What follows belongs to an exercise in optimizing a design on an open flow for small area; a production flow would make more cautious choices.
In this exercise RTL edits were held to simulation tests only and were not proved equivalent to the original.
Not every run is shown, and edits may drop behaviour that the tests do not exercise.

$ cat run.sh
#!/bin/bash
# synth_recipe.tcl (not shown) runs the flow's synth.tcl, then flattens the netlist and writes it again
# the make line also repeats each setting of config.mk as NAME=value (left out here)
make -C /OpenROAD-flow-scripts/flow DESIGN_CONFIG=/design/flow/config.mk WORK_HOME=/design/flow/orfs CLKGATE_MAP_FILE= SYNTH_SCRIPT=/design/flow/synth_recipe.tcl finish
$ cat design.v
module clk_div(
    input i_clk,
    input i_rst_n,
    output reg o_clk,
    output o_tick
);
reg [32:0] cnt;
parameter DIV_CNT = 32'd25;
assign o_tick = ((cnt + 'd1) == DIV_CNT) && !o_clk;
always @(posedge i_clk or negedge i_rst_n) begin
    if (!i_rst_n) begin
        cnt <= 32'd0;
        o_clk <= 1'b0;
    end else if((cnt + 'd1) == DIV_CNT) begin
        o_clk <= ~o_clk;
        cnt <= 32'd0;
    end else begin
        cnt <= cnt + 1'b1;
    end
end
endmodule
module seg_one(
    input i_clk,
    input i_rst_n,
    input i_tick,
    input [3:0] i_data,
    output [6:0] o_seg
);
reg[6:0] r_seg;
always @(posedge i_clk or negedge i_rst_n) begin
    if (!i_rst_n) begin
        r_seg <= 7'b1111111;
    end
    else if (i_tick) begin
        case(i_data)
            4'h0: r_seg <= 7'b1000000;  
            4'h1: r_seg <= 7'b1111001;  
            4'h2: r_seg <= 7'b0100100;  
            4'h3: r_seg <= 7'b0110000;  
            4'h4: r_seg <= 7'b0011001;  
            4'h5: r_seg <= 7'b0010010;  
            4'h6: r_seg <= 7'b0000010;  
            4'h7: r_seg <= 7'b1111000;  
            4'h8: r_seg <= 7'b0000000;  
            4'h9: r_seg <= 7'b0010000;  
            4'hf: r_seg <= 7'b1111111;  
            default: r_seg <= 7'b1111111; 
        endcase
    end
end
assign o_seg = r_seg;
endmodule
module seg_num(
    input i_clk,
    input i_rst_n,
    input i_tick,
    input i_en,
    output reg[7:0] o_xx,
    output reg[7:0] o_ss,
    output reg[7:0] o_mm,
    output reg[7:0] o_hh
);
parameter CNT_100 = 8'd100 - 'd1;
parameter CNT_60 = 8'd60 - 'd1;
reg[7:0] r_xcnt;
reg[7:0] r_scnt;
reg[7:0] r_mcnt;
reg[7:0] r_hcnt;
always @(posedge i_clk or negedge i_rst_n)begin
    if(!i_rst_n)begin
        r_xcnt <= 0;
    end
    else if(i_tick && i_en)begin
        r_xcnt <= (r_xcnt >= CNT_100) ? r_xcnt <= 'd0 : r_xcnt + 'd1;
    end
    else begin
        r_xcnt <= r_xcnt;
    end
end
always @(posedge i_clk or negedge i_rst_n)begin
    if(!i_rst_n)begin
        r_scnt <= 0;
    end
    else if(i_tick && i_en)begin
        r_scnt <= (r_scnt >= CNT_60 && r_xcnt == CNT_100) ? 
                    'd0 : ((r_xcnt == CNT_100) ? r_scnt + 'd1 : r_scnt);
    end
    else begin
        r_scnt <= r_scnt;
    end
end
always @(posedge i_clk or negedge i_rst_n)begin
    if(!i_rst_n)begin
        r_mcnt <= 0;
    end
    else if(i_tick && i_en)begin
        r_mcnt <= (r_mcnt >= CNT_60 && r_xcnt == CNT_100 && r_scnt == CNT_60) ? 
                    'd0 : ((r_xcnt == CNT_100 && r_scnt == CNT_60) ? r_mcnt + 'd1 : r_mcnt);
    end
    else begin
        r_mcnt <= r_mcnt;
    end
end
always @(posedge i_clk or negedge i_rst_n)begin
    if(!i_rst_n)begin
        r_hcnt <= 0;
    end
    else if(i_tick && i_en)begin
        r_hcnt <= (r_hcnt >= CNT_100 && r_mcnt == CNT_60 && r_xcnt == CNT_100 && r_scnt == CNT_60) 
                    ? 'd0 : ((r_mcnt == CNT_60 && r_xcnt == CNT_100 && r_scnt == CNT_60) ? 
                                r_hcnt + 'd1 : r_hcnt);
    end
    else begin
        r_hcnt <= r_hcnt;
    end
end
always @(posedge i_clk or negedge i_rst_n)begin
    if(!i_rst_n)begin
        o_xx <= 'd0;
        o_ss <= 'd0;
        o_mm <= 'd0;
        o_hh <= 'd0;
    end
    else if(i_tick) begin
        o_xx[3:0] <= r_xcnt % 10;
        o_ss[3:0] <= r_scnt % 10;
        o_mm[3:0] <= r_mcnt % 10;
        o_hh[3:0] <= r_hcnt % 10;
        o_xx[7:4] <= r_xcnt / 10;
        o_ss[7:4] <= r_scnt / 10;
        o_mm[7:4] <= r_mcnt / 10;
        o_hh[7:4] <= r_hcnt / 10;
    end
end
endmodule
module seg_show(
    input i_clk,
    input i_rst_n,
    input i_tick,
    input[7:0] i_xx,
    input[7:0] i_ss,
    input[7:0] i_mm,
    input[7:0] i_hh,
    output reg [6:0] o_seg0,
    output reg [6:0] o_seg1,
    output reg [6:0] o_seg2,
    output reg [6:0] o_seg3,
    output reg [6:0] o_seg4,
    output reg [6:0] o_seg5
);
wire[13:0] r_xseg;
wire[13:0] r_sseg;
wire[13:0] r_mseg;
wire[13:0] r_hseg;
seg_one uut_xseg1(.i_clk(i_clk),.i_rst_n(i_rst_n),.i_tick(i_tick),.i_data(i_xx[3:0]),.o_seg(r_xseg[6:0]));
seg_one uut_sseg1(.i_clk(i_clk),.i_rst_n(i_rst_n),.i_tick(i_tick),.i_data(i_ss[3:0]),.o_seg(r_sseg[6:0]));
seg_one uut_mseg1(.i_clk(i_clk),.i_rst_n(i_rst_n),.i_tick(i_tick),.i_data(i_mm[3:0]),.o_seg(r_mseg[6:0]));
seg_one uut_hseg1(.i_clk(i_clk),.i_rst_n(i_rst_n),.i_tick(i_tick),.i_data(i_hh[3:0]),.o_seg(r_hseg[6:0]));
seg_one uut_xseg2(.i_clk(i_clk),.i_rst_n(i_rst_n),.i_tick(i_tick),.i_data(i_xx[7:4]),.o_seg(r_xseg[13:7]));
seg_one uut_sseg2(.i_clk(i_clk),.i_rst_n(i_rst_n),.i_tick(i_tick),.i_data(i_ss[7:4]),.o_seg(r_sseg[13:7]));
seg_one uut_mseg2(.i_clk(i_clk),.i_rst_n(i_rst_n),.i_tick(i_tick),.i_data(i_mm[7:4]),.o_seg(r_mseg[13:7]));
seg_one uut_hseg2(.i_clk(i_clk),.i_rst_n(i_rst_n),.i_tick(i_tick),.i_data(i_hh[7:4]),.o_seg(r_hseg[13:7]));
always @(posedge i_clk or negedge i_rst_n) begin
    if(!i_rst_n) begin
        o_seg0 <= 7'b111_1111;
        o_seg1 <= 7'b111_1111;
        o_seg2 <= 7'b111_1111;
        o_seg3 <= 7'b111_1111;
        o_seg4 <= 7'b111_1111;
        o_seg5 <= 7'b111_1111;
    end
    else if(i_tick && i_hh > 8'b00000000 && (!(i_hh == 8'hff)))begin
        o_seg0 <= r_sseg[6:0];
        o_seg1 <= r_sseg[13:7];
        o_seg2 <= r_mseg[6:0];
        o_seg3 <= r_mseg[13:7];
        o_seg4 <= r_hseg[6:0];
        o_seg5 <= r_hseg[13:7];
    end
    else if(i_tick) begin
        o_seg0 <= r_xseg[6:0];
        o_seg1 <= r_xseg[13:7];
        o_seg2 <= r_sseg[6:0];
        o_seg3 <= r_sseg[13:7];
        o_seg4 <= r_mseg[6:0];
        o_seg5 <= r_mseg[13:7];
    end
end
endmodule       
module Clock(
    input i_clk,
    input i_rst_n,
    input i_en,
    output[6:0] o_seg0,
    output[6:0] o_seg1,
    output[6:0] o_seg2,
    output[6:0] o_seg3,
    output[6:0] o_seg4,
    output[6:0] o_seg5
    );
localparam CLK_100HZ = 32'd10;
localparam CLK_1kHZ = 32'd1;
wire w_clk_100;
wire w_clk_1k;
wire w_tick_100;
wire w_tick_1k;
clk_div #(.DIV_CNT(CLK_100HZ))
    uut1(.i_clk(i_clk),.i_rst_n(i_rst_n),.o_clk(w_clk_100),.o_tick(w_tick_100));
clk_div #(.DIV_CNT(CLK_1kHZ))
    uut2(.i_clk(i_clk),.i_rst_n(i_rst_n),.o_clk(w_clk_1k),.o_tick(w_tick_1k));
wire[7:0] w_xx;
wire[7:0] w_ss;
wire[7:0] w_mm;
wire[7:0] w_hh;
seg_num uut3 (.i_clk(i_clk),.i_rst_n(i_rst_n),.i_tick(w_tick_100),.i_en(i_en),
            .o_xx(w_xx),.o_ss(w_ss),.o_mm(w_mm),.o_hh(w_hh));
seg_show uut7(.i_clk(i_clk),.i_rst_n(i_rst_n),.i_tick(w_tick_1k),
    .i_xx(w_xx),.i_ss(w_ss),.i_mm(w_mm),.i_hh(w_hh),
    .o_seg0(o_seg0),.o_seg1(o_seg1),.o_seg2(o_seg2),.o_seg3(o_seg3),.o_seg4(o_seg4),.o_seg5(o_seg5));
endmodule
$ cat constraint.sdc
create_clock -name core_clock -period 10.0 [get_ports {i_clk}]
set_input_delay 2.0000 -clock core_clock [delete_from_list [all_inputs] [get_ports {i_clk}]]
set_output_delay 2.0000 -clock core_clock [all_outputs]
set_load 0.01 [all_outputs]
$ cat config.mk
export PLATFORM = sky130hd
export DESIGN_NAME = Clock
export DESIGN_NICKNAME = Clock
export VERILOG_FILES = /design/flow/design.v
export SDC_FILE = /design/flow/constraint.sdc
export NUM_CORES = 4
export LEC_CHECK = 0
export CAP_MARGIN = 20
export CORE_MARGIN = 2
export CORE_UTILIZATION = 40
export SLEW_MARGIN = 20
### Clock nets, run 1

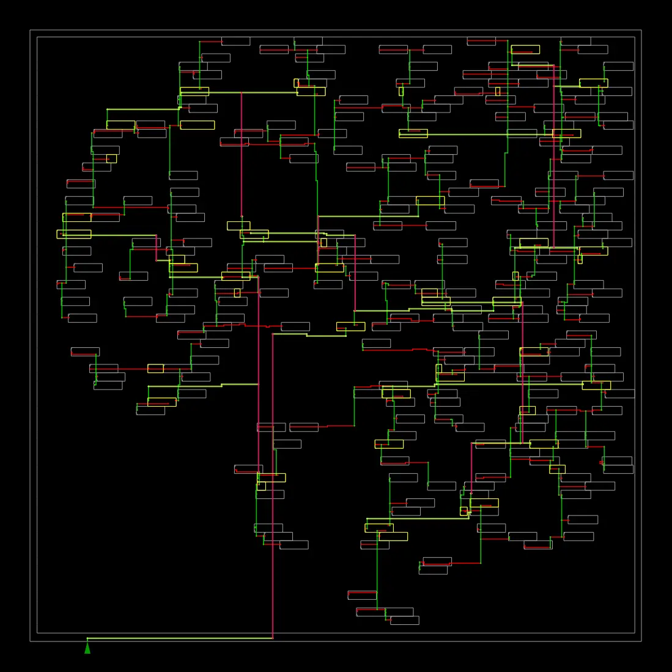
clock skew: 11.1 ps
clk sinks: 230
Num CTS Buffers: 27
sequential cell count: 230

### Final layout, run 1

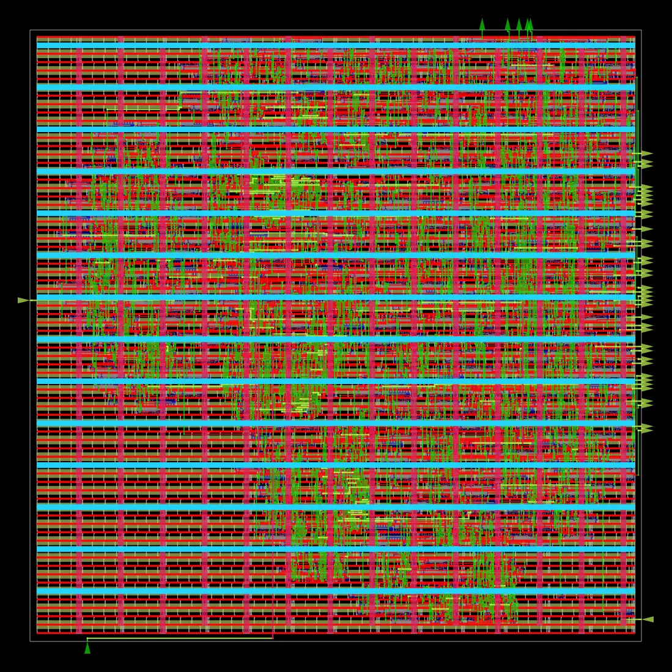
drt total wl: 33400 µm
final std cells w/o fill: 2244
fin area: 16700 µm²
Die Y: 198 µm
Rows: 71

==> results.sh, run 1 <==
export IMPL_status="finished clean"
export IMPL_htreeDepth=1
export IMPL_track_usage=0.173
export IMPL_hold_viol_final=0
export IMPL_inverters=71
export IMPL_synth_top_area_frac=0.219
export IMPL_synth_top_family_by_area="simple AND/OR/NAND/NOR gates"
export IMPL_post_synth_num_cell_types=90
export IMPL_crit_path_max_fanout=52
export IMPL_tightest_slew_ps=1060
export IMPL_multi_input_area_share=0.509
export IMPL_crit_family="simple AND/OR/NAND/NOR gates"
export IMPL_ys_ff_latch=230
export IMPL_netlist_top_cells_area="dfrtp_1, dfstp_2, o21ai_0"
export IMPL_syn_mean_instance_area_um2=8.64
export IMPL_clkTransAtPathRegs_ps=60
export IMPL_clk_latency_ps=560
export IMPL_setup_tns_ps=0
export IMPL_overflow=0
export IMPL_cp_start_kind="flip-flop"
export IMPL_synth_commonest_cells="nand2_1, o21ai_0, dfrtp_1, nor2_1, dfstp_2"
export IMPL_ff2ff_path_depth=11
export IMPL_register_area_um2=5880
export IMPL_wl_per_cell_um=14.9
export IMPL_worstSetupEndpointType="flip-flop"
export IMPL_multi_input_area_um2=8490
export IMPL_n_antenna_cell=0
export IMPL_syn_inst=1745
export IMPL_bufAreaShareNonClock=0.0294
export IMPL_drt_pass1_iter_count=5
export IMPL_min_period_over_period=0.451
export IMPL_grt_pass1_wl_um=57200
export IMPL_yosysWarnings=5
export IMPL_crit_path_cell_trace="nand3_1 -> nor4_1 -> nand4_1 -> xnor2_1 -> nor4b_2 -> and4_2 -> buf_4 -> nand3_4 -> or3_1 -> nand2b_1 -> o31ai_1"
export IMPL_clockBufferCount=38
export IMPL_initial_core_util=0.403
export IMPL_synth_fa_ha_area_frac=0.0568
export IMPL_io_pins=45
### Flops by top-level scope, run 1

Drawn at 2 px/µm.
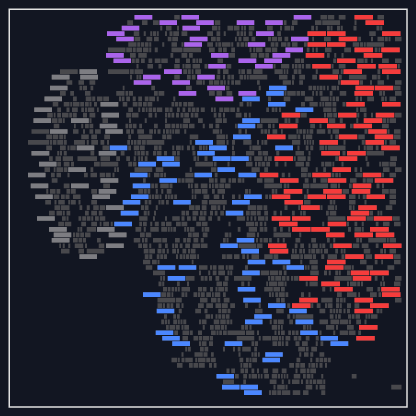
[red] `uut7` | flops: 98
[purple] `uut2` | flops: 34 | where: north
[blue] `uut3` | flops: 64
Die Footprint: 39200 µm²
final core occ: 0.446

### Cell sizes after repair, run 1

Drawn at 3 px/µm.
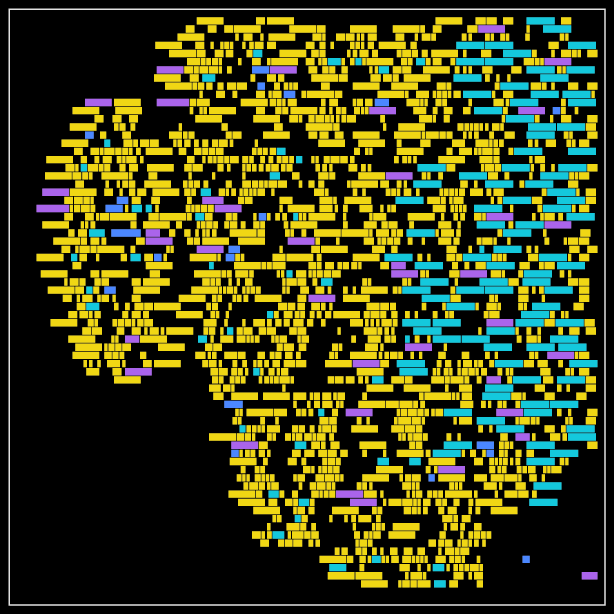
[purple] drive 6 and up | cells: 38 | share: 2.2%
[yellow] drive 1 or less | cells: 1533 | share: 88%
[cyan] drive 2 | cells: 142 | share: 8.2%
[blue] drive 3 to 4 | cells: 20 | share: 1.2%
setup slack after layout: 5490 ps
Syn-to-layout area delta: 10.8%

-- run 1: worst min path at each step --
| stage | start | end | slack (ps) |
|---|---|---|---|
| 3_5_place_dp | uut7.uut_sseg1.r_seg[3] | uut7.uut_sseg1.r_seg[3] | 460 |
| 3_3_place_gp | uut7.uut_hseg1.r_seg[3] | uut7.uut_hseg1.r_seg[3] | 450 |
| 5_1_grt | uut7.uut_hseg1.r_seg[3] | uut7.uut_hseg1.r_seg[3] | 480 |
| 4_1_cts | uut7.uut_hseg1.r_seg[3] | uut7.uut_hseg1.r_seg[3] | 470 |
| 2_1_floorplan | uut7.uut_hseg1.r_seg[3] | uut7.uut_hseg1.r_seg[3] | 440 |
| 6_report | uut7.uut_sseg1.r_seg[3] | uut7.uut_sseg1.r_seg[3] | 470 |
-- run 1: metal layers --
| layer | wire length, µm | global-route usage | vias to the layer above |
|---|---|---|---|
| li1 | - | - | 6159 |
| met1 | 16400 | 0.243 | 5770 |
| met2 | 15100 | 0.281 | 240 |
| met3 | 1330 | 0.0240 | 34 |
| met4 | 465 | 0.0376 | 0 |
| met5 | 0 | 0 | - |
-- run 1: metrics by stage --
step | instance area, µm² | std cells | util | hold slack (ps) | worst slack, ps
2_1_floorplan | 15100 | 1745 | - | 442 | 6020
3_3_place_gp | 15800 | 2196 | 0.422 | 452 | 5570
3_5_place_dp | 15800 | 2196 | 0.422 | 464 | 5500
4_1_cts | 16700 | 2244 | 0.446 | 475 | 5470
5_1_grt | 16700 | 2244 | 0.446 | 484 | 5020
6_report | 16700 | 2244 | 0.446 | 472 | 5490
-- run 1: cell usage in the layout, fill, tap and decap left out, types with 22 or more instances in the layout --
master and instances:
o31ai_1 31, nor2b_1 22, nand2_1 223, xor2_1 26, clkdlybuf4s50_1 43, a31oi_1 28, o22ai_1 24, nand4_1 34
a21oi_1 84, ha_1 62, dfstp_2 98, dfrtp_1 132, clkbuf_16 29, inv_1 70, nor2_1 121, mux2i_1 63
xnor2_1 74, nand3_1 49, nor3_1 26, o21ai_0 184
-- run 1: tightest hold or removal path: stages (launching register included) --
cell,delay [ps]
dfstp_2,370
nand2_1,50
o21ai_1,50
### PDN straps and rails, run 1

Drawn at 2 px/µm. Pins as bars on the die edge.
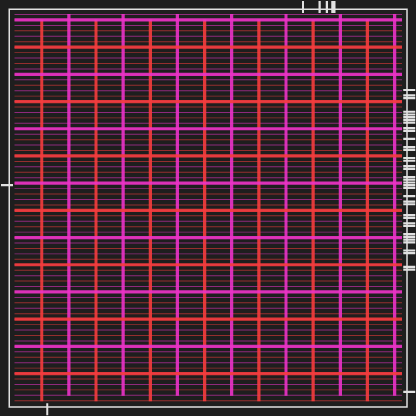

==> inputs of run 2 (changes only) <==
==> design.v (replaced) <==
module Clock(
    input i_clk,
    input i_rst_n,
    input i_en,
    output [6:0] o_seg0,
    output [6:0] o_seg1,
    output [6:0] o_seg2,
    output [6:0] o_seg3,
    output [6:0] o_seg4,
    output [6:0] o_seg5
    );
reg [4:0] s;
reg a, d;
reg [3:0] xu, xt, su, mu, hu, ht;
reg [2:0] st, mt;
wire p9   = (s == 5'd9);
wire p12  = (s == 5'd12);
wire p1112 = (s == 5'd11) | p12;
wire blank = (s < 5'd3);
wire cx = (xu == 4'd9);
wire cxt = cx & (xt == 4'd9);
wire cs = cxt & (su == 4'd9);
wire cst = cs & (st == 3'd5);
wire cm = cst & (mu == 4'd9);
wire cmt = cm & (mt == 3'd5);
wire ch = cmt & (hu == 4'd9);
always @(posedge i_clk or negedge i_rst_n) begin
    if (!i_rst_n)
        s <= 5'd0;
    else if (s == 5'd22)
        s <= 5'd3;
    else
        s <= s + 5'd1;
end
always @(posedge i_clk) begin
    if (p9)
        a <= i_en;
end
always @(posedge i_clk or negedge i_rst_n) begin
    if (!i_rst_n)
        d <= 1'b0;
    else if (p12)
        d <= a;
end
always @(posedge i_clk or negedge i_rst_n) begin
    if (!i_rst_n) begin
        xu <= 0; xt <= 0; su <= 0; st <= 0; mu <= 0; mt <= 0; hu <= 0; ht <= 0;
    end else if (p12 & d) begin
        xu <= cx ? 4'd0 : xu + 4'd1;
        if (cx) xt <= (xt == 4'd9) ? 4'd0 : xt + 4'd1;
        if (cxt) su <= (su == 4'd9) ? 4'd0 : su + 4'd1;
        if (cs) st <= (st == 3'd5) ? 3'd0 : st + 3'd1;
        if (cst) mu <= (mu == 4'd9) ? 4'd0 : mu + 4'd1;
        if (cm) mt <= (mt == 3'd5) ? 3'd0 : mt + 3'd1;
        if (cmt) hu <= (hu == 4'd9) ? 4'd0 : hu + 4'd1;
        if (ch) ht <= (ht == 4'd9) ? 4'd0 : ht + 4'd1;
    end
end
wire hnz = (hu != 4'd0) | (ht != 4'd0);
wire h99 = (hu == 4'd9) & (ht == 4'd9);
wire hm = hnz ^ (p1112 & d & cmt & (h99 | ~hnz));
function [6:0] seg;
    input [3:0] v;
    case (v)
        4'h0: seg = 7'b1000000;
        4'h1: seg = 7'b1111001;
        4'h2: seg = 7'b0100100;
        4'h3: seg = 7'b0110000;
        4'h4: seg = 7'b0011001;
        4'h5: seg = 7'b0010010;
        4'h6: seg = 7'b0000010;
        4'h7: seg = 7'b1111000;
        4'h8: seg = 7'b0000000;
        4'h9: seg = 7'b0010000;
        default: seg = 7'b1111111;
    endcase
endfunction
wire [3:0] g0 = blank ? 4'hf : hm ? su : xu;
wire [3:0] g1 = blank ? 4'hf : hm ? {1'b0, st} : xt;
wire [3:0] g2 = blank ? 4'hf : hm ? mu : su;
wire [3:0] g3 = blank ? 4'hf : hm ? {1'b0, mt} : {1'b0, st};
wire [3:0] g4 = blank ? 4'hf : hm ? hu : mu;
wire [3:0] g5 = blank ? 4'hf : hm ? ht : {1'b0, mt};
assign o_seg0 = seg(g0);
assign o_seg1 = seg(g1);
assign o_seg2 = seg(g2);
assign o_seg3 = seg(g3);
assign o_seg4 = seg(g4);
assign o_seg5 = seg(g5);
endmodule
--- a/config.mk
+++ b/config.mk
@@ -5,6 +5,7 @@
 export SDC_FILE = /design/flow/constraint.sdc
 export NUM_CORES = 4
 export LEC_CHECK = 0
+export ABC_AREA = 1
 export CAP_MARGIN = 20
 export CORE_MARGIN = 2
 export CORE_UTILIZATION = 40
### PDN straps and rails, run 2

Drawn at 4 px/µm. Pins as bars on the die edge.
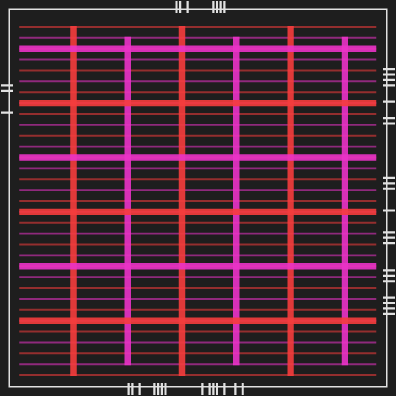
[red] VSS
[magenta] VDD
met5 straps: 6
rows: 32
signal pins: 45
met1 rails: 33
met4 straps: 6
die width: 94.0 µm

==> results.sh, run 2 <==
export IMPL_n_antenna_cell=0
export IMPL_cts_path_max_buffers=2
export IMPL_track_usage=0.172
export IMPL_netlist_top_cells_area="dfrtp_1, nand2_1, ha_1"
export IMPL_multi_input_area_um2=1970
export IMPL_fin_area_um2=3860
export IMPL_htreeDepth=2
export IMPL_overflow=0
export IMPL_syn_mean_instance_area_um2=6.73
export IMPL_register_area_um2=931
export IMPL_fp_row_count=32
export IMPL_setup_tns_ps=0
export IMPL_clk_latency_ps=290
export IMPL_final_common_cell="nand2_1"
export IMPL_largest_reg_flops=5
export IMPL_syn_inst=481
export IMPL_postRouteWirelength_um=7120
export IMPL_cp_slowest_stage_delay_ps=530
export IMPL_clkSinkCount=37
export IMPL_grt_max_degree=37
export IMPL_clkTransAtPathRegs_ps=70
export IMPL_hold_viol_final=0
export IMPL_r2r_slack_ps=7560
export IMPL_cts_hold_buffers=0
export IMPL_min_period_over_period=0.571
export IMPL_post_synth_num_cell_types=37
export IMPL_worstSetupEndpointType="primary output"
export IMPL_yosysMostFrequentCell="nand2_1"
export IMPL_cts_made_buffers=5
export IMPL_ys_ff_latch=37
export IMPL_wl_per_cell_um=11.2
export IMPL_fin_skew_ps=7.33
export IMPL_grt_pass1_wl_um=12400
export IMPL_final_cell_mix="nand2_1, inv_1, nor2_1, clkdlybuf4s50_1, nand3_1"
export IMPL_crit_path_max_fanout=7
export IMPL_die_area_um2=8830
export IMPL_area_growth_pct=19.3
export IMPL_tightest_slew_ps=580
export IMPL_place_area_um2=3780
export IMPL_drt_pass1_iter_count=5
export IMPL_dpl_worst_slack_ps=4600
export IMPL_io_pins=45
export IMPL_yosysWarnings=1
export IMPL_globalplace_congestion=0.851
export IMPL_initial_core_util=0.417
export IMPL_synth_area_um2=3240
export IMPL_synth_top_area_frac=0.278
export IMPL_crit_path_cell_trace="inv_1 -> ha_1 -> nand2_1 -> inv_1 -> nand3_2 -> nand2_1 -> nand3_1 -> nand2_2 -> nand2_1 -> inv_1 -> o21ai_0 -> nor2_1 -> inv_1 -> ha_1 -> or2_2 -> nand2_1 -> clkdlybuf4s50_1"
export IMPL_status="finished clean"
export IMPL_setup_worst_path_end="o_seg4[1]"
export IMPL_ff2ff_path_depth=13
export IMPL_cp_start_kind="flip-flop"
export IMPL_cts_resized=0
export IMPL_holdWs_ps=508
export IMPL_synth_commonest_cells="nand2_1, inv_1, nor2_1, nand3_1, dfrtp_1"
### Cell sizes after repair, run 2

Drawn at 6 px/µm.
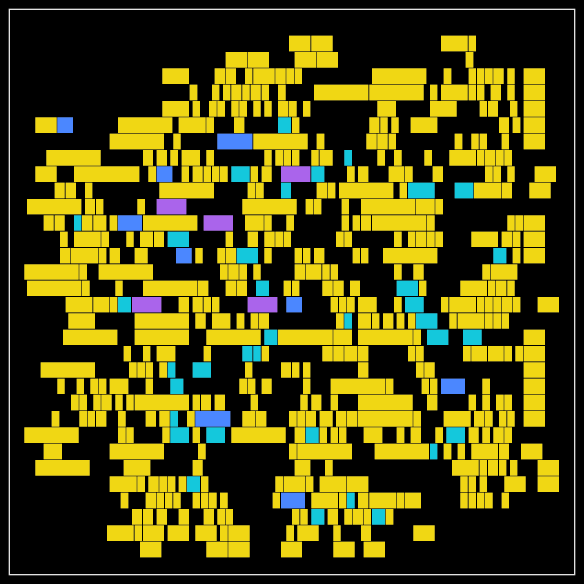
[blue] drive 3 to 4 | cells: 9 | share: 1.7%
[purple] drive 6 and up | cells: 5 | share: 0.94%
[cyan] drive 2 | cells: 35 | share: 6.6%
[yellow] drive 1 or less | cells: 482 | share: 91%
setup slack after layout: 4290 ps
Non-Clock Buffer Count: 47

==> run 2: cell types whose count changed in the layout (fill, tap and decap cells not counted), sizes merged, moves of 57 or more <==
cell   before  now
mux2i      63    0
a21oi      84   27
dfstp      98    0
nor2      121   53
dfrtp     132   36
xnor2      74    0
nand2     224  144
o21ai     195   32
==> run 2: cell families after synthesis <==
| logic type | Yosys count | share of synthesized area |
|---|---|---|
| and+or+nand+nor | 257 | 0.347 |
| buffers and inverters | 82 | 0.105 |
| AOI/OAI and AO/OA | 68 | 0.129 |
| DFF | 37 | 0.287 |
| adders and majority gates | 27 | 0.104 |
| xor gates and xnor gates | 10 | 0.0270 |
==> run 2: worst min-delay path by stage <==
stage,cells past startpoint,slack [ps],from,end
2_1_floorplan,2,480,a,d
3_3_place_gp,2,500,a,d
3_5_place_dp,2,500,a,d
4_1_cts,2,520,a,d
5_1_grt,1,540,st[1],st[1]
6_report,2,510,a,d
==> run 2: cell type report <==
cell class,instances,share of cell area
clock buffers,5,0.0178
clock inverters,3,0.00453
inverters,77,0.0748
multi-input cells,362,0.509
flip-flops and latches,37,0.241
well taps,102,0.0330
repair buffers,47,0.120
==> run 2: critical path: cells and delay by family (launching register included) <==
kind	cells	cell delay (ps)
compound gates	1	220
fa+ha+maj	2	420
buf+inv	5	1060
flops	1	440
simple gates	9	1300
==> run 2: metrics by stage <==
stage | cells | util
final | 633 | 0.498
after global routing | 633 | 0.498
after CTS | 633 | 0.498
after detailed placement | 625 | 0.486
after global placement | 625 | 0.486
after floorplan | 481 | -
==> run 2: per-layer routing <==
| layer | track usage | vias to the layer above | share of wire |
|---|---|---|---|
| met2 | 0.290 | 42 | 0.46 |
| met5 | 0 | - | 0 |
| met3 | 0.0241 | 5 | 0.029 |
| li1 | - | 1623 | - |
| met4 | 0.0193 | 0 | 0.0042 |
| met1 | 0.240 | 1352 | 0.50 |
### Wiring by layer, run 2

Drawn at 6 px/µm. Only two layers are drawn.
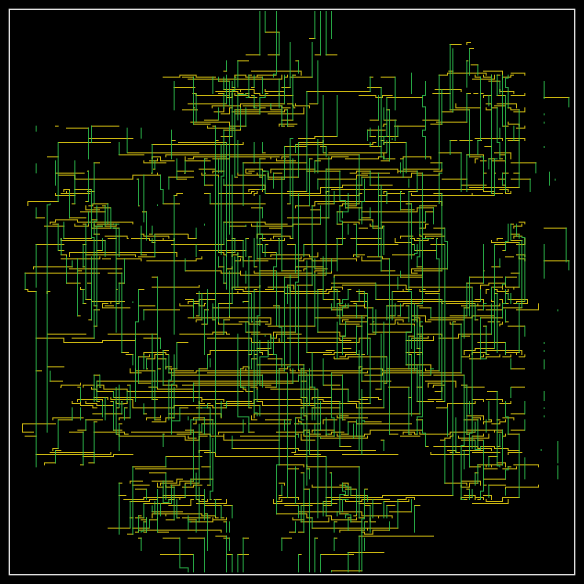

==> inputs of run 3 (changes only) <==
==> flow/run.sh (new file) <==
#!/bin/bash
# Own layout flow: the standard synthesis, then the combinational logic re-mapped for area
# with ABC (flip-flops kept as the standard synthesis made them, checked equivalent with Yosys),
# then the standard layout from floorplan on, with minimum-size port buffers and a clock
# tree without dummy loads.
set -uo pipefail
cd "$(dirname "$0")/.."
W=$PWD
F=$W/flow
R=$W/orfs/results/$FLOW_PLATFORM/Clock/base
LIB=$FLOW_HOME/platforms/sky130hd/lib/sky130_fd_sc_hd__tt_025C_1v80.lib
mkdir -p $W/resyn

bash standard.sh $R/1_2_yosys.v > $W/std_synth.log 2>&1 || exit 1
cp $R/1_2_yosys.v $W/resyn/std.v

best=$W/resyn/std.v
best_area=$(yosys -p "read_liberty -lib $LIB; read_verilog $W/resyn/std.v; hierarchy -top Clock; tee -o $W/resyn/std.stat stat -liberty $LIB" > $W/resyn/std.log 2>&1; awk '/Chip area/{print $NF}' $W/resyn/std.stat)
echo "standard synthesis: $best_area" > $W/resyn/summary.txt
for s in $F/s*.abc; do
  n=$(basename $s .abc)
  out=$W/resyn/$n.v
  bash $F/resyn.sh $W/resyn/std.v $out $s $LIB || { echo "$n: resyn failed" >> $W/resyn/summary.txt; continue; }
  a=$(awk '/Chip area/{print $NF}' $W/resyn/$n.stat)
  if grep -qE '^ *assign .*(>>|&|\||\^|~|\?)' $out; then echo "$n: $a not mapped" >> $W/resyn/summary.txt; continue; fi
  if bash $F/eqv.sh $W/resyn/std.v $out $LIB > $W/resyn/$n.eqv.log 2>&1; then
    echo "$n: $a equivalent" >> $W/resyn/summary.txt
    if awk "BEGIN{exit !($a < $best_area)}"; then best=$out; best_area=$a; fi
  else
    echo "$n: $a NOT equivalent" >> $W/resyn/summary.txt
  fi
done
echo "chosen: $best ($best_area)" >> $W/resyn/summary.txt
if [ "$best" != "$W/resyn/std.v" ]; then
  cp $best $R/1_2_yosys.v
  touch $R/1_2_yosys.v
fi

bash standard.sh finish \
  "BUFFER_PORTS_ARGS=-buffer_cell sky130_fd_sc_hd__buf_1" \
  "CTS_ARGS=-sink_clustering_enable -repair_clock_nets -dont_use_dummy_load" \
  > $W/std_layout.log 2>&1 || exit 1
test -f $W/out/final.def
==> flow/eqv.sh (new file) <==
#!/bin/bash
# eqv.sh GOLD.v GATE.v LIB : prove two mapped netlists with the same flip-flops equivalent
yosys -p "
read_liberty -ignore_miss_func $3
read_verilog $1
rename Clock gold
read_verilog $2
rename Clock gate
flatten
rename -hide gold/w:_* gate/w:_* gold/w:*.* gate/w:*.*
hierarchy -check
equiv_make gold gate eq
hierarchy -top eq
async2sync
equiv_simple -seq 2
equiv_induct
equiv_status -assert
"
==> flow/resyn.sh (new file) <==
#!/bin/bash
# resyn.sh IN.v OUT.v ABCSCRIPT : re-map the combinational logic of a mapped netlist with ABC,
# keeping every flip-flop instance (name, cell type, connections) as it is.
IN=$1; OUT=$2; SCR=$3
LIB=$4
DU="-dont_use sky130_fd_sc_hd__probe* -dont_use sky130_fd_sc_hd__lpflow_* -dont_use sky130_fd_sc_hd__ha_* -dont_use sky130_fd_sc_hd__fa_*"
yosys -l ${OUT%.v}.log -p "
read_liberty -ignore_miss_func $LIB
blackbox =sky130_fd_sc_hd__df* =sky130_fd_sc_hd__edf* =sky130_fd_sc_hd__sdf* =sky130_fd_sc_hd__dl* =sky130_fd_sc_hd__sedf*
read_verilog $IN
hierarchy -top Clock
flatten
rename -hide w:*.*
opt_clean -purge
abc -liberty $LIB $DU -script $SCR
opt_clean -purge
hilomap -singleton -hicell sky130_fd_sc_hd__conb_1 HI -locell sky130_fd_sc_hd__conb_1 LO
insbuf -buf sky130_fd_sc_hd__buf_4 A X
splitnets
opt_clean -purge
hierarchy -top Clock
tee -o ${OUT%.v}.stat stat -liberty $LIB
write_verilog -noattr -nohex -nodec $OUT
" > /dev/null 2>&1
==> flow/s1.abc (new file) <==
strash
&get -n
&deepsyn -T 30
&put
dch -f
map -a
mfs2
strash
dch -f
amap
topo
==> flow/s2.abc (new file) <==
strash
&get -n
&deepsyn -T 30
&put
dch -f
amap
topo
==> flow/s3.abc (new file) <==
strash
dc2
dch -f
map -a
mfs2
strash
dch -f
map -a
topo
==> flow/s4.abc (new file) <==
strash
dch -f
amap
topo
==> standard.sh (new file) <==
#!/bin/bash
# synth_recipe.tcl (not shown) runs the flow's synth.tcl, then flattens the netlist and writes it again
# the make line also repeats each setting of config.mk as NAME=value (left out here)
make -C /OpenROAD-flow-scripts/flow DESIGN_CONFIG=/design/flow/config.mk WORK_HOME=/design/flow/orfs CLKGATE_MAP_FILE= SYNTH_SCRIPT=/design/flow/synth_recipe.tcl "${@:-finish}"
removed: run.sh
### Wiring by layer, run 3

Drawn at 8 px/µm. Only two layers are drawn.
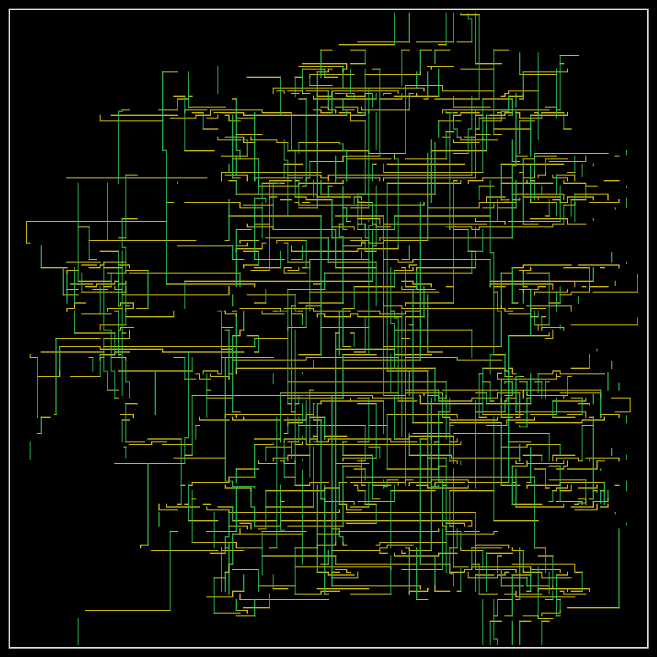
[green] met2 | wire length: 2190 µm
[yellow] met1 | wire length: 2970 µm
drt total wl: 5580 µm
Routed wire per std cell: 12.6 µm
global-route usage over all layers: 0.191
detailed-route via count: 2295

### Cell sizes after repair, run 3

Drawn at 8 px/µm.
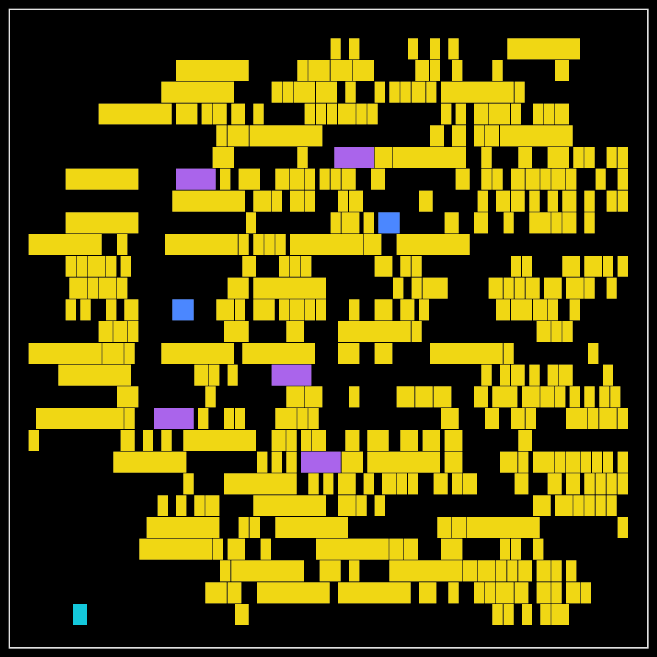
[purple] drive 6 and up | cells: 5 | share: 1.4%
[blue] drive 3 to 4 | cells: 2 | share: 0.54%
[yellow] drive 1 or less | cells: 362 | share: 98%
[cyan] drive 2 | cells: 1 | share: 0.27%
Non-Clock Buffer Count: 46
fin area: 2630 µm²

==> results.sh, run 3 <==
export IMPL_dp_cells=437
export IMPL_synth_area_um2=2290
export IMPL_tightest_slew_ps=918
export IMPL_globalplace_congestion=0.855
export IMPL_multi_input_area_um2=1170
export IMPL_die_h_um=79.6
export IMPL_drt_pass1_iter_count=4
export IMPL_final_common_cell="nor2_1"
export IMPL_overflow=0
export IMPL_grt_pass1_wl_um=9590
export IMPL_cts_path_max_buffers=2
export IMPL_register_area_um2=931
export IMPL_syn_mean_instance_area_um2=7.17
export IMPL_n_antenna_cell=0
export IMPL_clkTransAtPathRegs_ps=60
export IMPL_yosysWarnings=1
export IMPL_io_pins=45
export IMPL_clock_root_buffer="clkbuf_8"
export IMPL_hold_viol_final=0
export IMPL_fp_row_count=27
export IMPL_fin_cells=442
export IMPL_status="finished clean"
export IMPL_largest_reg_flops=5
export IMPL_initial_core_util=0.416
export IMPL_post_cts_buffers=0
export IMPL_htreeDepth=2
export IMPL_cp_start_kind="flip-flop"
export IMPL_finalSetupViolations=0
export IMPL_clk_latency_ps=300
export IMPL_min_period_over_period=0.664
export IMPL_die_area_um2=6340
export IMPL_hold_path_startpoint="hu[3]"
export IMPL_worstSetupEndpointType="primary output"
export IMPL_fin_skew_ps=21.2
export IMPL_die_x_um=79.6
export IMPL_setup_tns_ps=0
export IMPL_cts_made_buffers=5
export IMPL_final_util=0.477
export IMPL_cts_resized=0
export IMPL_final_cell_mix="nor2_1, clkinv_1, buf_1, dfrtp_1, o21ai_0"
export IMPL_area_growth_pct=14.9
export IMPL_syn_inst=319
export IMPL_cts_hold_buffers=0
export IMPL_grt_max_degree=37
## run 3: worst max-delay path, stage by stage (launching register included)
cell      delay (ps)
dfrtp_1          360
clkinv_1         130
o21ai_0          320
nand2_1          120
or4_1            420
nor3_1           300
nor4_1           100
a31oi_1          210
clkinv_1         350
a21oi_1          300
clkinv_1         160
nor3_1           350
clkinv_1         140
o21ai_0          130
o21ai_0          180
o21a_1           150
o21ai_0          280
a21oi_1          110
nor2_1            90
buf_1            160
## run 3: path summary, 6_finish.rpt
| kind | endpoint | slack (ps) | cells after the start |
|---|---|---|---|
| setup reg to reg | ht[3] | 5870 | 22 |
| hold / removal | hu[3] | 480 | 1 |
| min in group asynchronous | su[0] | 1830 | 1 |
| setup / recovery | o_seg4[1] | 3360 | 19 |
| max in group asynchronous | hu[2] | 7580 | 1 |
| hold reg to reg | hu[3] | 480 | 1 |
## run 3: per-stage QoR
stage	hold slack (ps)	instance area [µm²]	worst slack [ps]
4_1_cts	485	2630	3360
3_5_place_dp	478	2560	3700
5_1_grt	507	2630	2790
2_1_floorplan	449	2290	3380
3_3_place_gp	476	2560	3890
6_report	483	2630	3360
## run 3: routing by layer
layer	up-vias	share of wire	global-route usage
met3	8	0.056	0.0317
met2	67	0.39	0.279
met1	1012	0.53	0.282
met5	-	0	0
li1	1208	-	-
met4	0	0.020	0.0690
## run 3: final cells by class
cell class	count	area share
Multi-Input combinational cell	232	0.445
Inverter	50	0.0714
Sequential cell	37	0.354
Tap cell	72	0.0343
Clock buffer	5	0.0262
Timing Repair Buffer	46	0.0690
### PDN straps and rails, run 3

Drawn at 6 px/µm. Pins as bars on the die edge.
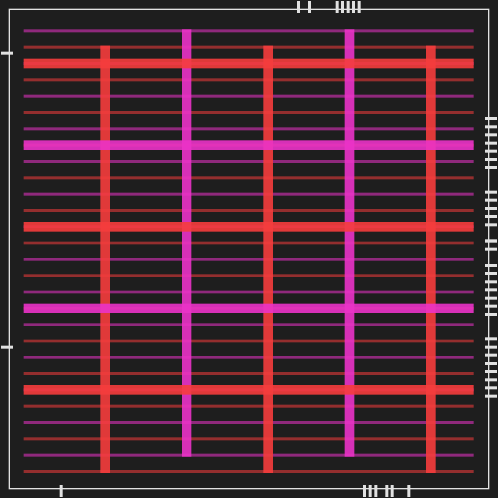

--- run 4 (changed files replaced; the others as in run 3) ---
==> design.v <==
module Clock(
    input i_clk,
    input i_rst_n,
    input i_en,
    output [6:0] o_seg0,
    output [6:0] o_seg1,
    output [6:0] o_seg2,
    output [6:0] o_seg3,
    output [6:0] o_seg4,
    output [6:0] o_seg5
    );
reg [4:0] s;
reg a, d;
reg [3:0] xu, xt, su, mu, hu, ht;
reg [2:0] st, mt;
function [6:0] segu;
    input [3:0] v;
    begin
        segu[0] = (v[3] & ~v[2]);
        segu[1] = (~v[3] & v[2]) | (v[3] & ~v[2] & v[0]);
        segu[2] = (~v[1] & v[0]);
        segu[3] = ~((v[2] & ~v[1]) | ~v[3]);
        segu[4] = v[1] | (v[3] & ~v[2]);
        segu[5] = ~((~v[1] & ~v[0]) | (~v[3] & v[1] & v[0]));
        segu[6] = (~v[3] & ~v[2] & ~v[1] & ~v[0]) | (v[3] & v[1]) | (v[3] & v[0]);
    end
endfunction
function [6:0] segt;
    input [3:0] v;
    begin
        segt[0] = (~v[3] & v[0]);
        segt[1] = ~((v[3] & v[2]) | (~v[3] & ~v[1]) | (~v[2] & v[1] & ~v[0]));
        segt[2] = (~v[3] & ~v[2] & v[1]);
        segt[3] = v[0];
        segt[4] = ~((~v[2] & ~v[0]));
        segt[5] = (~v[3] & ~v[2] & v[1]) | (v[2] & ~v[1]);
        segt[6] = (v[2] & v[0]) | (~v[3] & ~v[2] & ~v[1] & ~v[0]) | (v[1] & v[0]);
    end
endfunction
function [6:0] segt6;
    input [2:0] v;
    begin
        segt6[0] = v[0];
        segt6[1] = (v[2] & v[1]);
        segt6[2] = ~((v[2] & ~v[0]) | ~v[1]);
        segt6[3] = v[0];
        segt6[4] = ~((~v[2] & ~v[0]));
        segt6[5] = ~((~v[2] & ~v[1]) | (v[2] & v[1] & ~v[0]));
        segt6[6] = (v[2] & v[0]) | (~v[2] & ~v[1] & ~v[0]);
    end
endfunction
function [3:0] togu;
    input [3:0] v;
    begin
        togu[0] = ~((~v[3] & ~v[2] & ~v[0]));
        togu[1] = ~(1'b0);
        togu[2] = (v[3] & ~v[1]);
        togu[3] = ~v[0];
    end
endfunction
function [3:0] togt;
    input [3:0] v;
    begin
        togt[0] = ~v[1];
        togt[1] = ~((v[3] & ~v[2]) | (~v[1] & ~v[0]));
        togt[2] = ~(1'b0);
        togt[3] = (v[2] & v[1]);
    end
endfunction
function [2:0] togt6;
    input [2:0] v;
    begin
        togt6[0] = ~v[1];
        togt6[1] = ~((~v[1] & ~v[0]));
        togt6[2] = ~(1'b0);
    end
endfunction
function u9;
    input [3:0] v;
    u9 = (~v[2] & v[1] & v[0]);
endfunction
function t9;
    input [3:0] v;
    t9 = (v[3] & v[2] & v[1]);
endfunction
function t5;
    input [2:0] v;
    t5 = (v[2] & v[1]);
endfunction
wire p9   = ~s[3] & s[2] & s[1] & ~s[0];
wire p1112 = s[3] & ~s[2] & ~s[1];
wire p12  = p1112 & s[0];
wire blank = s[4] & s[3];
wire wrap = s[4] & ~s[3] & s[1] & s[0];
wire cx = u9(xu);
wire cxt = cx & t9(xt);
wire cs = cxt & u9(su);
wire cst = cs & t5(st);
wire cm = cst & u9(mu);
wire cmt = cm & t5(mt);
wire ch = cmt & u9(hu);
always @(posedge i_clk or negedge i_rst_n) begin
    if (!i_rst_n)
        s <= 5'd29;
    else if (wrap)
        s <= 5'd0;
    else
        s <= s + 5'd1;
end
always @(posedge i_clk) begin
    if (p9)
        a <= i_en;
end
always @(posedge i_clk or negedge i_rst_n) begin
    if (!i_rst_n)
        d <= 1'b0;
    else if (p12)
        d <= a;
end
wire step = p12 & d;
always @(posedge i_clk or negedge i_rst_n) begin
    if (!i_rst_n) begin
        xu <= 0; xt <= 0; su <= 0; st <= 0; mu <= 0; mt <= 0; hu <= 0; ht <= 0;
    end else begin
        xu <= xu ^ ({4{step}} & togu(xu));
        xt <= xt ^ ({4{step & cx}} & togt(xt));
        su <= su ^ ({4{step & cxt}} & togu(su));
        st <= st ^ ({3{step & cs}} & togt6(st));
        mu <= mu ^ ({4{step & cst}} & togu(mu));
        mt <= mt ^ ({3{step & cm}} & togt6(mt));
        hu <= hu ^ ({4{step & cmt}} & togu(hu));
        ht <= ht ^ ({4{step & ch}} & togt(ht));
    end
end
wire hnz = (hu != 4'd0) | (ht != 4'd0);
wire h99 = u9(hu) & t9(ht);
wire hm = hnz ^ (p1112 & d & cmt & (h99 | ~hnz));
assign o_seg0 = segu((hm ? su : xu) | {blank, 1'b0, 1'b0, blank});
assign o_seg1 = segt((hm ? {1'b0, st} : xt) | {1'b0, 1'b0, blank, blank});
assign o_seg2 = segu((hm ? mu : su) | {blank, 1'b0, 1'b0, blank});
assign o_seg3 = segt6((hm ? mt : st) | {blank, blank, blank});
assign o_seg4 = segu((hm ? hu : mu) | {blank, 1'b0, 1'b0, blank});
assign o_seg5 = segt((hm ? ht : {1'b0, mt}) | {1'b0, 1'b0, blank, blank});
endmodule
==> flow/run.sh <==
#!/bin/bash
# Own layout flow: the standard synthesis, then the combinational logic re-mapped for area
# with ABC (flip-flops kept as the standard synthesis made them, checked equivalent with Yosys),
# then the standard layout from floorplan on, with minimum-size port buffers and a clock
# tree without dummy loads.
set -uo pipefail
cd "$(dirname "$0")/.."
W=$PWD
F=$W/flow
R=$W/orfs/results/$FLOW_PLATFORM/Clock/base
LIB=$FLOW_HOME/platforms/sky130hd/lib/sky130_fd_sc_hd__tt_025C_1v80.lib
mkdir -p $W/resyn

bash standard.sh $R/1_2_yosys.v > $W/std_synth.log 2>&1 || exit 1
cp $R/1_2_yosys.v $W/resyn/std.v

best=$W/resyn/std.v
best_area=$(yosys -p "read_liberty -lib $LIB; read_verilog $W/resyn/std.v; hierarchy -top Clock; tee -o $W/resyn/std.stat stat -liberty $LIB" > $W/resyn/std.log 2>&1; awk '/Chip area/{print $NF}' $W/resyn/std.stat)
echo "standard synthesis: $best_area" > $W/resyn/summary.txt
# every script in parallel, NUM_CORES at a time
for s in $F/s*.abc; do
  n=$(basename $s .abc)
  while [ $(jobs -r | wc -l) -ge ${NUM_CORES:-4} ]; do sleep 1; done
  bash $F/resyn.sh $W/resyn/std.v $W/resyn/$n.v $s $LIB &
done
wait
# smallest first; take the first that is fully mapped and proven equivalent
for n in $(for s in $F/s*.abc; do n=$(basename $s .abc); [ -f $W/resyn/$n.stat ] && echo "$(awk '/Chip area/{print $NF}' $W/resyn/$n.stat) $n"; done | sort -g | awk '{print $2}'); do
  out=$W/resyn/$n.v
  a=$(awk '/Chip area/{print $NF}' $W/resyn/$n.stat)
  if grep -qE '^ *assign .*(>>|&|\||\^|~|\?)' $out; then echo "$n: $a not mapped" >> $W/resyn/summary.txt; continue; fi
  if awk "BEGIN{exit !($a < $best_area)}" && bash $F/eqv.sh $W/resyn/std.v $out $LIB > $W/resyn/$n.eqv.log 2>&1; then
    echo "$n: $a equivalent" >> $W/resyn/summary.txt
    best=$out; best_area=$a
    break
  else
    echo "$n: $a not taken" >> $W/resyn/summary.txt
  fi
done
echo "chosen: $best ($best_area)" >> $W/resyn/summary.txt
if [ "$best" != "$W/resyn/std.v" ]; then
  cp $best $R/1_2_yosys.v
  touch $R/1_2_yosys.v
fi

bash standard.sh finish \
  "BUFFER_PORTS_ARGS=-buffer_cell sky130_fd_sc_hd__buf_1" \
  "CTS_ARGS=-buf_list sky130_fd_sc_hd__clkbuf_4 -root_buf sky130_fd_sc_hd__clkbuf_4 -sink_clustering_enable -repair_clock_nets -dont_use_dummy_load" \
  > $W/std_layout.log 2>&1 || exit 1
test -f $W/out/final.def
==> flow/s1.abc <==
strash
&get -n
&deepsyn -T 120 -S 1
&put
dch -f
map -a
mfs2
strash
dch -f
amap
topo
==> flow/s2.abc <==
strash
&get -n
&deepsyn -T 120 -S 2
&put
dch -f
map -a
mfs2
strash
dch -f
amap
topo
==> flow/s3.abc <==
strash
&get -n
&deepsyn -T 120 -S 3
&put
dch -f
map -a
mfs2
strash
dch -f
amap
topo
==> flow/s4.abc <==
strash
&get -n
&deepsyn -T 120 -S 4
&put
dch -f
map -a
mfs2
strash
dch -f
amap
topo
==> flow/s5.abc <==
strash
dc2
dch -f
amap
mfs2
strash
dch -f
amap
topo
==> flow/s6.abc <==
strash
dch -f
amap
topo
### PDN straps and rails, run 4

Drawn at 6 px/µm. Pins as bars on the die edge.
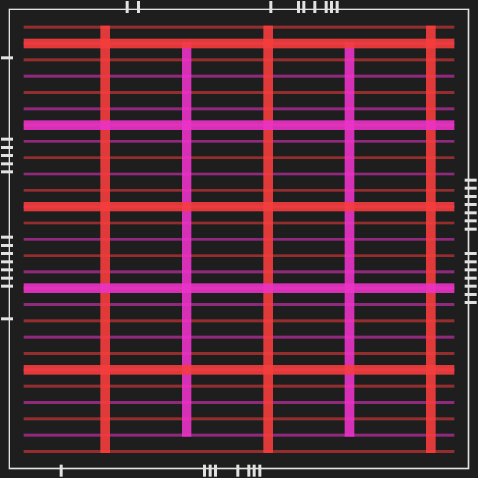
Die Y: 76.3 µm

### Final layout, run 4

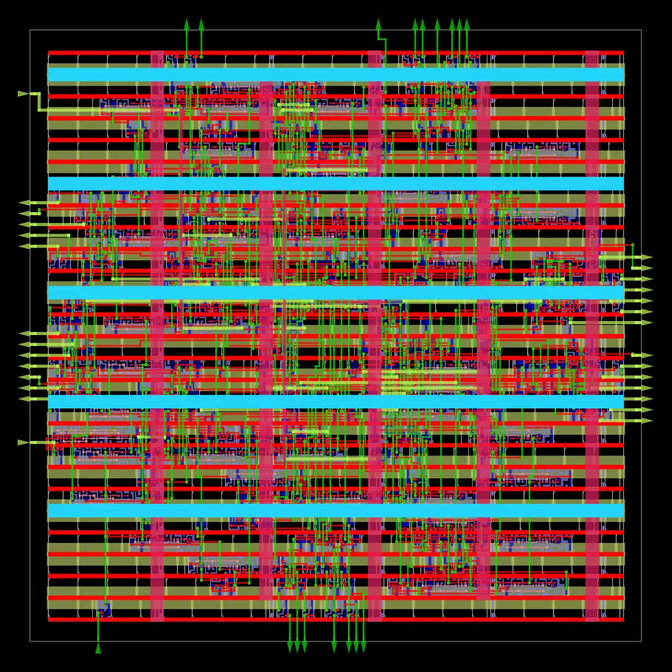
die width: 76.3 µm
drt total wl: 5030 µm
final core occ: 0.470
Rows: 26

==> results.sh, run 4 <==
export IMPL_globalplace_congestion=0.836
export IMPL_finalSetupViolations=0
export IMPL_worstSetupEndpointType="primary output"
export IMPL_status="finished clean"
export IMPL_clk_latency_ps=350
export IMPL_crit_path_max_fanout=10
export IMPL_final_cell_mix="clkinv_1, nor2_1, buf_1, o22ai_1, dfrtp_1"
export IMPL_syn_mean_instance_area_um2=7.44
export IMPL_cpMostUsedCell="clkinv_1"
export IMPL_io_pins=45
export IMPL_grt_pass1_wl_um=8590
export IMPL_cts_path_max_buffers=2
export IMPL_cts_made_buffers=5
export IMPL_yosysWarnings=1
export IMPL_grt_max_degree=37
export IMPL_crit_path_cell_trace="clkinv_1 -> nor2_1 -> nand2_1 -> or3_1 -> o21ai_1 -> clkinv_1 -> o21ai_0 -> clkbuf_2 -> o22ai_1 -> clkinv_1 -> nand2_1 -> o21ai_0 -> o21a_1 -> buf_1"
export IMPL_htreeDepth=2
export IMPL_cp_start_kind="flip-flop"
export IMPL_largest_reg_flops=5
export IMPL_cts_hold_buffers=0
export IMPL_fin_skew_ps=25.9
export IMPL_area_growth_pct=14.1
export IMPL_clock_root_buffer="clkbuf_4"
export IMPL_min_period_over_period=0.602
export IMPL_tightest_slew_ps=894
export IMPL_wl_per_cell_um=12.6
export IMPL_hold_viol_final=0
export IMPL_crit_slowest_cell="o21ai_1"
export IMPL_clkSinkCount=37
export IMPL_track_usage=0.183
export IMPL_die_area_um2=5820
export IMPL_n_antenna_cell=0
export IMPL_post_cts_buffers=0
export IMPL_synth_area_um2=2090
==> run 4: path summary, 6_finish.rpt <==
kind,from,end,slack [ps],depth (start not counted)
setup reg to reg,s[3],ht[3],5680,21
setup / recovery,s[3],o_seg1[1],3980,14
min in group asynchronous,i_rst_n,xu[2],1760,1
hold reg to reg,a,d,500,1
max in group asynchronous,i_rst_n,xu[3],7670,1
hold / removal,a,d,500,1
==> run 4: metrics by stage <==
| stage | instance area, µm² | setup slack [ps] | instances | hold WS (ps) |
|---|---|---|---|---|
| floorplan | 2090 | 4590 | 281 | 455 |
| global placement | 2340 | 4160 | 394 | 489 |
| detailed placement | 2340 | 3890 | 394 | 482 |
| CTS | 2370 | 3500 | 399 | 504 |
| global route | 2380 | 3690 | 401 | 522 |
| finish | 2380 | 3980 | 401 | 504 |
==> run 4: metal layers <==
metal,routed length [µm],global-route usage,vias to the layer above
li1,-,-,1068
met2,2190,0.289,74
met4,63,0.0564,0
met5,0,0,-
met1,2450,0.251,874
met3,338,0.0403,7
==> run 4: critical path: cells and delay by family (launching register included) <==
kind / cells / cell delay [ps]
AND/OR/NAND/NOR: 4 / 730
flip-flops: 1 / 560
AO/OA/AOI/OAI: 5 / 1320
buffers and inverters: 5 / 1070
==> run 4: layout make-up <==
type                            instances  area, µm²  area share
Multi-Input combinational cell        185        930       0.390
Timing Repair Buffer                   46        176      0.0740
Clock buffer                            5       37.5      0.0157
Inverter                               58        218      0.0913
Tap cell                               70       87.6      0.0367
Sequential cell                        37        936       0.392
### Wiring by layer, run 4

Drawn at 8 px/µm. Only two layers are drawn.
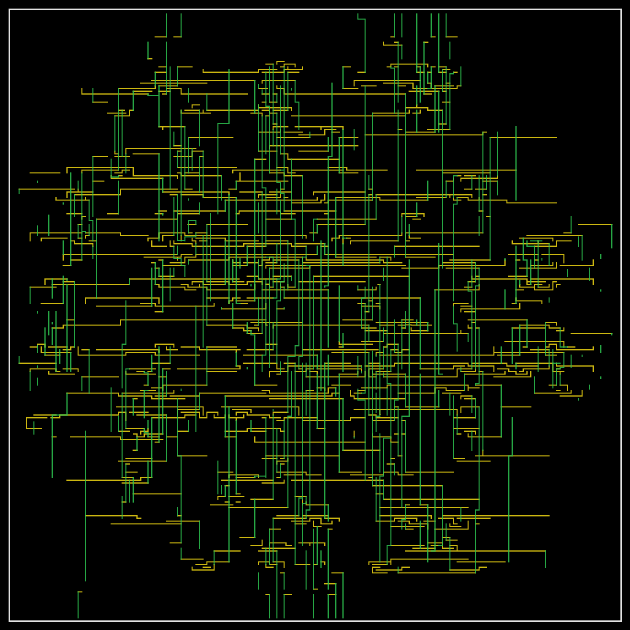

==> inputs of run 5 (changes only) <==
--- a/flow/run.sh
+++ b/flow/run.sh
@@ -45,6 +45,6 @@
 
 bash standard.sh finish \
   "BUFFER_PORTS_ARGS=-buffer_cell sky130_fd_sc_hd__buf_1" \
-  "CTS_ARGS=-buf_list sky130_fd_sc_hd__clkbuf_4 -root_buf sky130_fd_sc_hd__clkbuf_4 -sink_clustering_enable -repair_clock_nets -dont_use_dummy_load" \
+  "CTS_ARGS=-buf_list sky130_fd_sc_hd__clkbuf_8 -root_buf sky130_fd_sc_hd__clkbuf_8 -sink_clustering_enable -repair_clock_nets -dont_use_dummy_load" \
   > $W/std_layout.log 2>&1 || exit 1
 test -f $W/out/final.def
### Wiring by layer, run 5

Drawn at 8 px/µm. Only two layers are drawn.
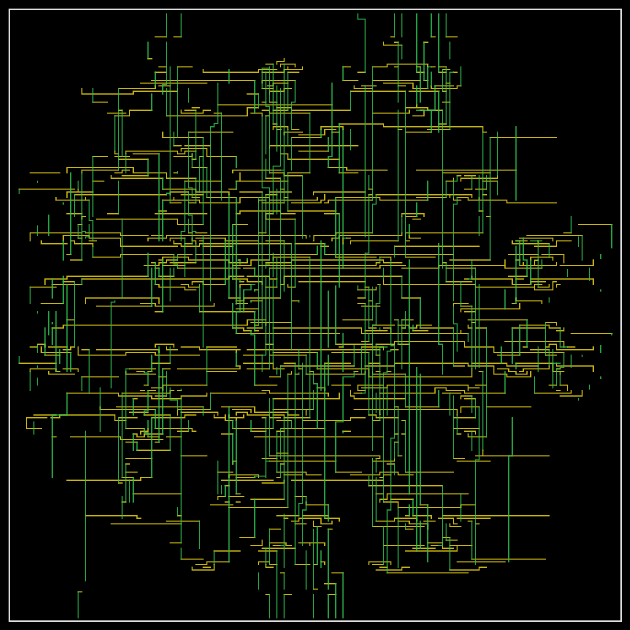
[yellow] met1 | wire length: 2460 µm
[green] met2 | wire length: 2140 µm
Routed wire per std cell: 12.5 µm
detailed-route via count: 2014

### Clock nets, run 5

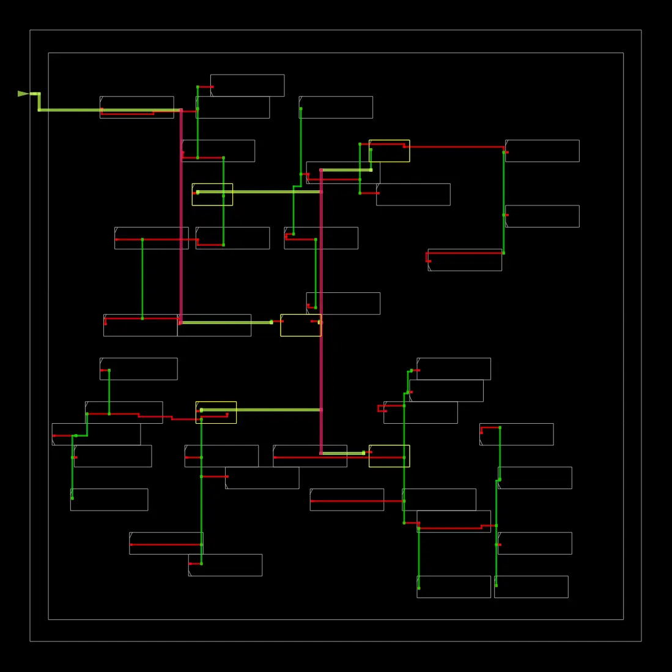
clock skew: 13.3 ps
Clock Latency Late Sink: 290 ps
clk sinks: 37

==> results.sh, run 5 <==
export IMPL_status="finished clean"
export IMPL_r2r_slack_ps=5650
export IMPL_clkTransAtPathRegs_ps=60
export IMPL_setup_tns_ps=0
export IMPL_finalWorstSetupSlack_ps=4090
export IMPL_postRouteWirelength_um=5000
export IMPL_cts_hold_buffers=0
export IMPL_final_cell_mix="clkinv_1, nor2_1, buf_1, o22ai_1, dfrtp_1"
export IMPL_cts_made_buffers=5
export IMPL_fin_area_um2=2420
export IMPL_cp_slowest_stage_delay_ps=580
export IMPL_place_area_um2=2340
export IMPL_tightest_slew_ps=909
export IMPL_track_usage=0.183
export IMPL_crit_path_cell_trace="clkinv_1 -> nor2_1 -> nand2_1 -> or3_1 -> o21ai_1 -> clkinv_1 -> o21ai_0 -> clkbuf_2 -> o22ai_1 -> clkinv_1 -> nand2_1 -> o21ai_0 -> o21a_1 -> buf_1"
export IMPL_hold_viol_final=0
export IMPL_worstSetupEndpointType="primary output"
export IMPL_area_growth_pct=15.6
export IMPL_drt_pass1_iter_count=4
export IMPL_grt_max_degree=37
export IMPL_fin_cells=401
export IMPL_cts_resized=0
export IMPL_holdWs_ps=498
export IMPL_min_period_over_period=0.591
export IMPL_n_antenna_cell=0
export IMPL_post_cts_buffers=0
export IMPL_dp_cells=394
export IMPL_die_x_um=76.3
export IMPL_die_area_um2=5820
export IMPL_grt_pass1_wl_um=8570
export IMPL_final_common_cell="clkinv_1"
export IMPL_yosysWarnings=1
export IMPL_overflow=0
export IMPL_syn_mean_instance_area_um2=7.44
export IMPL_io_pins=45
export IMPL_largest_reg_flops=5
export IMPL_die_h_um=76.3
run 5: path summary, 6_finish.rpt:
check                         from   endpoint  cells after the start
min reg2reg                   s[0]       s[0]                      1
max reg2reg                   s[3]      ht[3]                     21
max                           s[3]  o_seg1[1]                     14
min                           s[0]       s[0]                      1
max in group asynchronous  i_rst_n      hu[0]                      1
min in group asynchronous  i_rst_n      xu[2]                      1
run 5: metrics by stage:
| step | util |
|---|---|
| final | 0.476 |
| after global routing | 0.476 |
| after CTS | 0.474 |
| after detailed placement | 0.461 |
| after global placement | 0.461 |
| after floorplan | - |
run 5: per-layer routing:
metal	part of all wire	wire length, µm	vias to the layer above	global-route usage
met5	0	0	-	0
met4	0.022	108	0	0.0527
met3	0.057	286	11	0.0427
met2	0.43	2140	61	0.289
met1	0.49	2460	876	0.253
li1	-	-	1066	-
run 5: layout make-up:
cell class / count / area, µm² / area share
clock buffers: 5 / 68.8 / 0.0285
inverters: 58 / 218 / 0.0901
repair buffers: 46 / 176 / 0.0730
multi-input cells: 185 / 930 / 0.385
flip-flops and latches: 37 / 936 / 0.387
well taps: 70 / 87.6 / 0.0363
run 5: critical path: cells and delay by family, from the launching register on:
family,cells,cell delay [ps]
buffers and inverters,5,1060
AO/OA/AOI/OAI,5,1280
flip-flops,1,550
AND/OR/NAND/NOR,4,730

==> what the ideal ports hide <==
Ports are ideal in the flow. The routed layouts listed here were re-timed in OpenROAD. Step 1 (the two cells are an assumption about what drives the block):
set clk [get_ports {i_clk}]
set_driving_cell -lib_cell sky130_fd_sc_hd__clkbuf_16 $clk
set_driving_cell -lib_cell sky130_fd_sc_hd__buf_2 [delete_from_list [all_inputs] $clk]
Step 2 adds t to the input delays and takes it off the output delays; t is the mean of the earliest and latest rising clock arrival at the registers after step 1. Input paths then give back, and output paths get back, about the clock's delay inside the block. Three values: ideal ports, drivers, drivers and shift; two values: the first two.
run	t, ns	slack for setup (ns)	clock arrival spread, ns
run 1	0.607	5.491 / 5.491 / 5.491	0.011 / 0.011
run 2	0.306	4.286 / 4.262 / 4.569	0.007 / 0.007
run 3	0.315	3.361 / 3.332 / 3.647	0.021 / 0.021
run 4	0.366	3.983 / 3.958 / 4.324	0.026 / 0.026
run 5	0.310	4.090 / 4.062 / 4.373	0.013 / 0.013
After both steps every run listed still meets setup and hold.
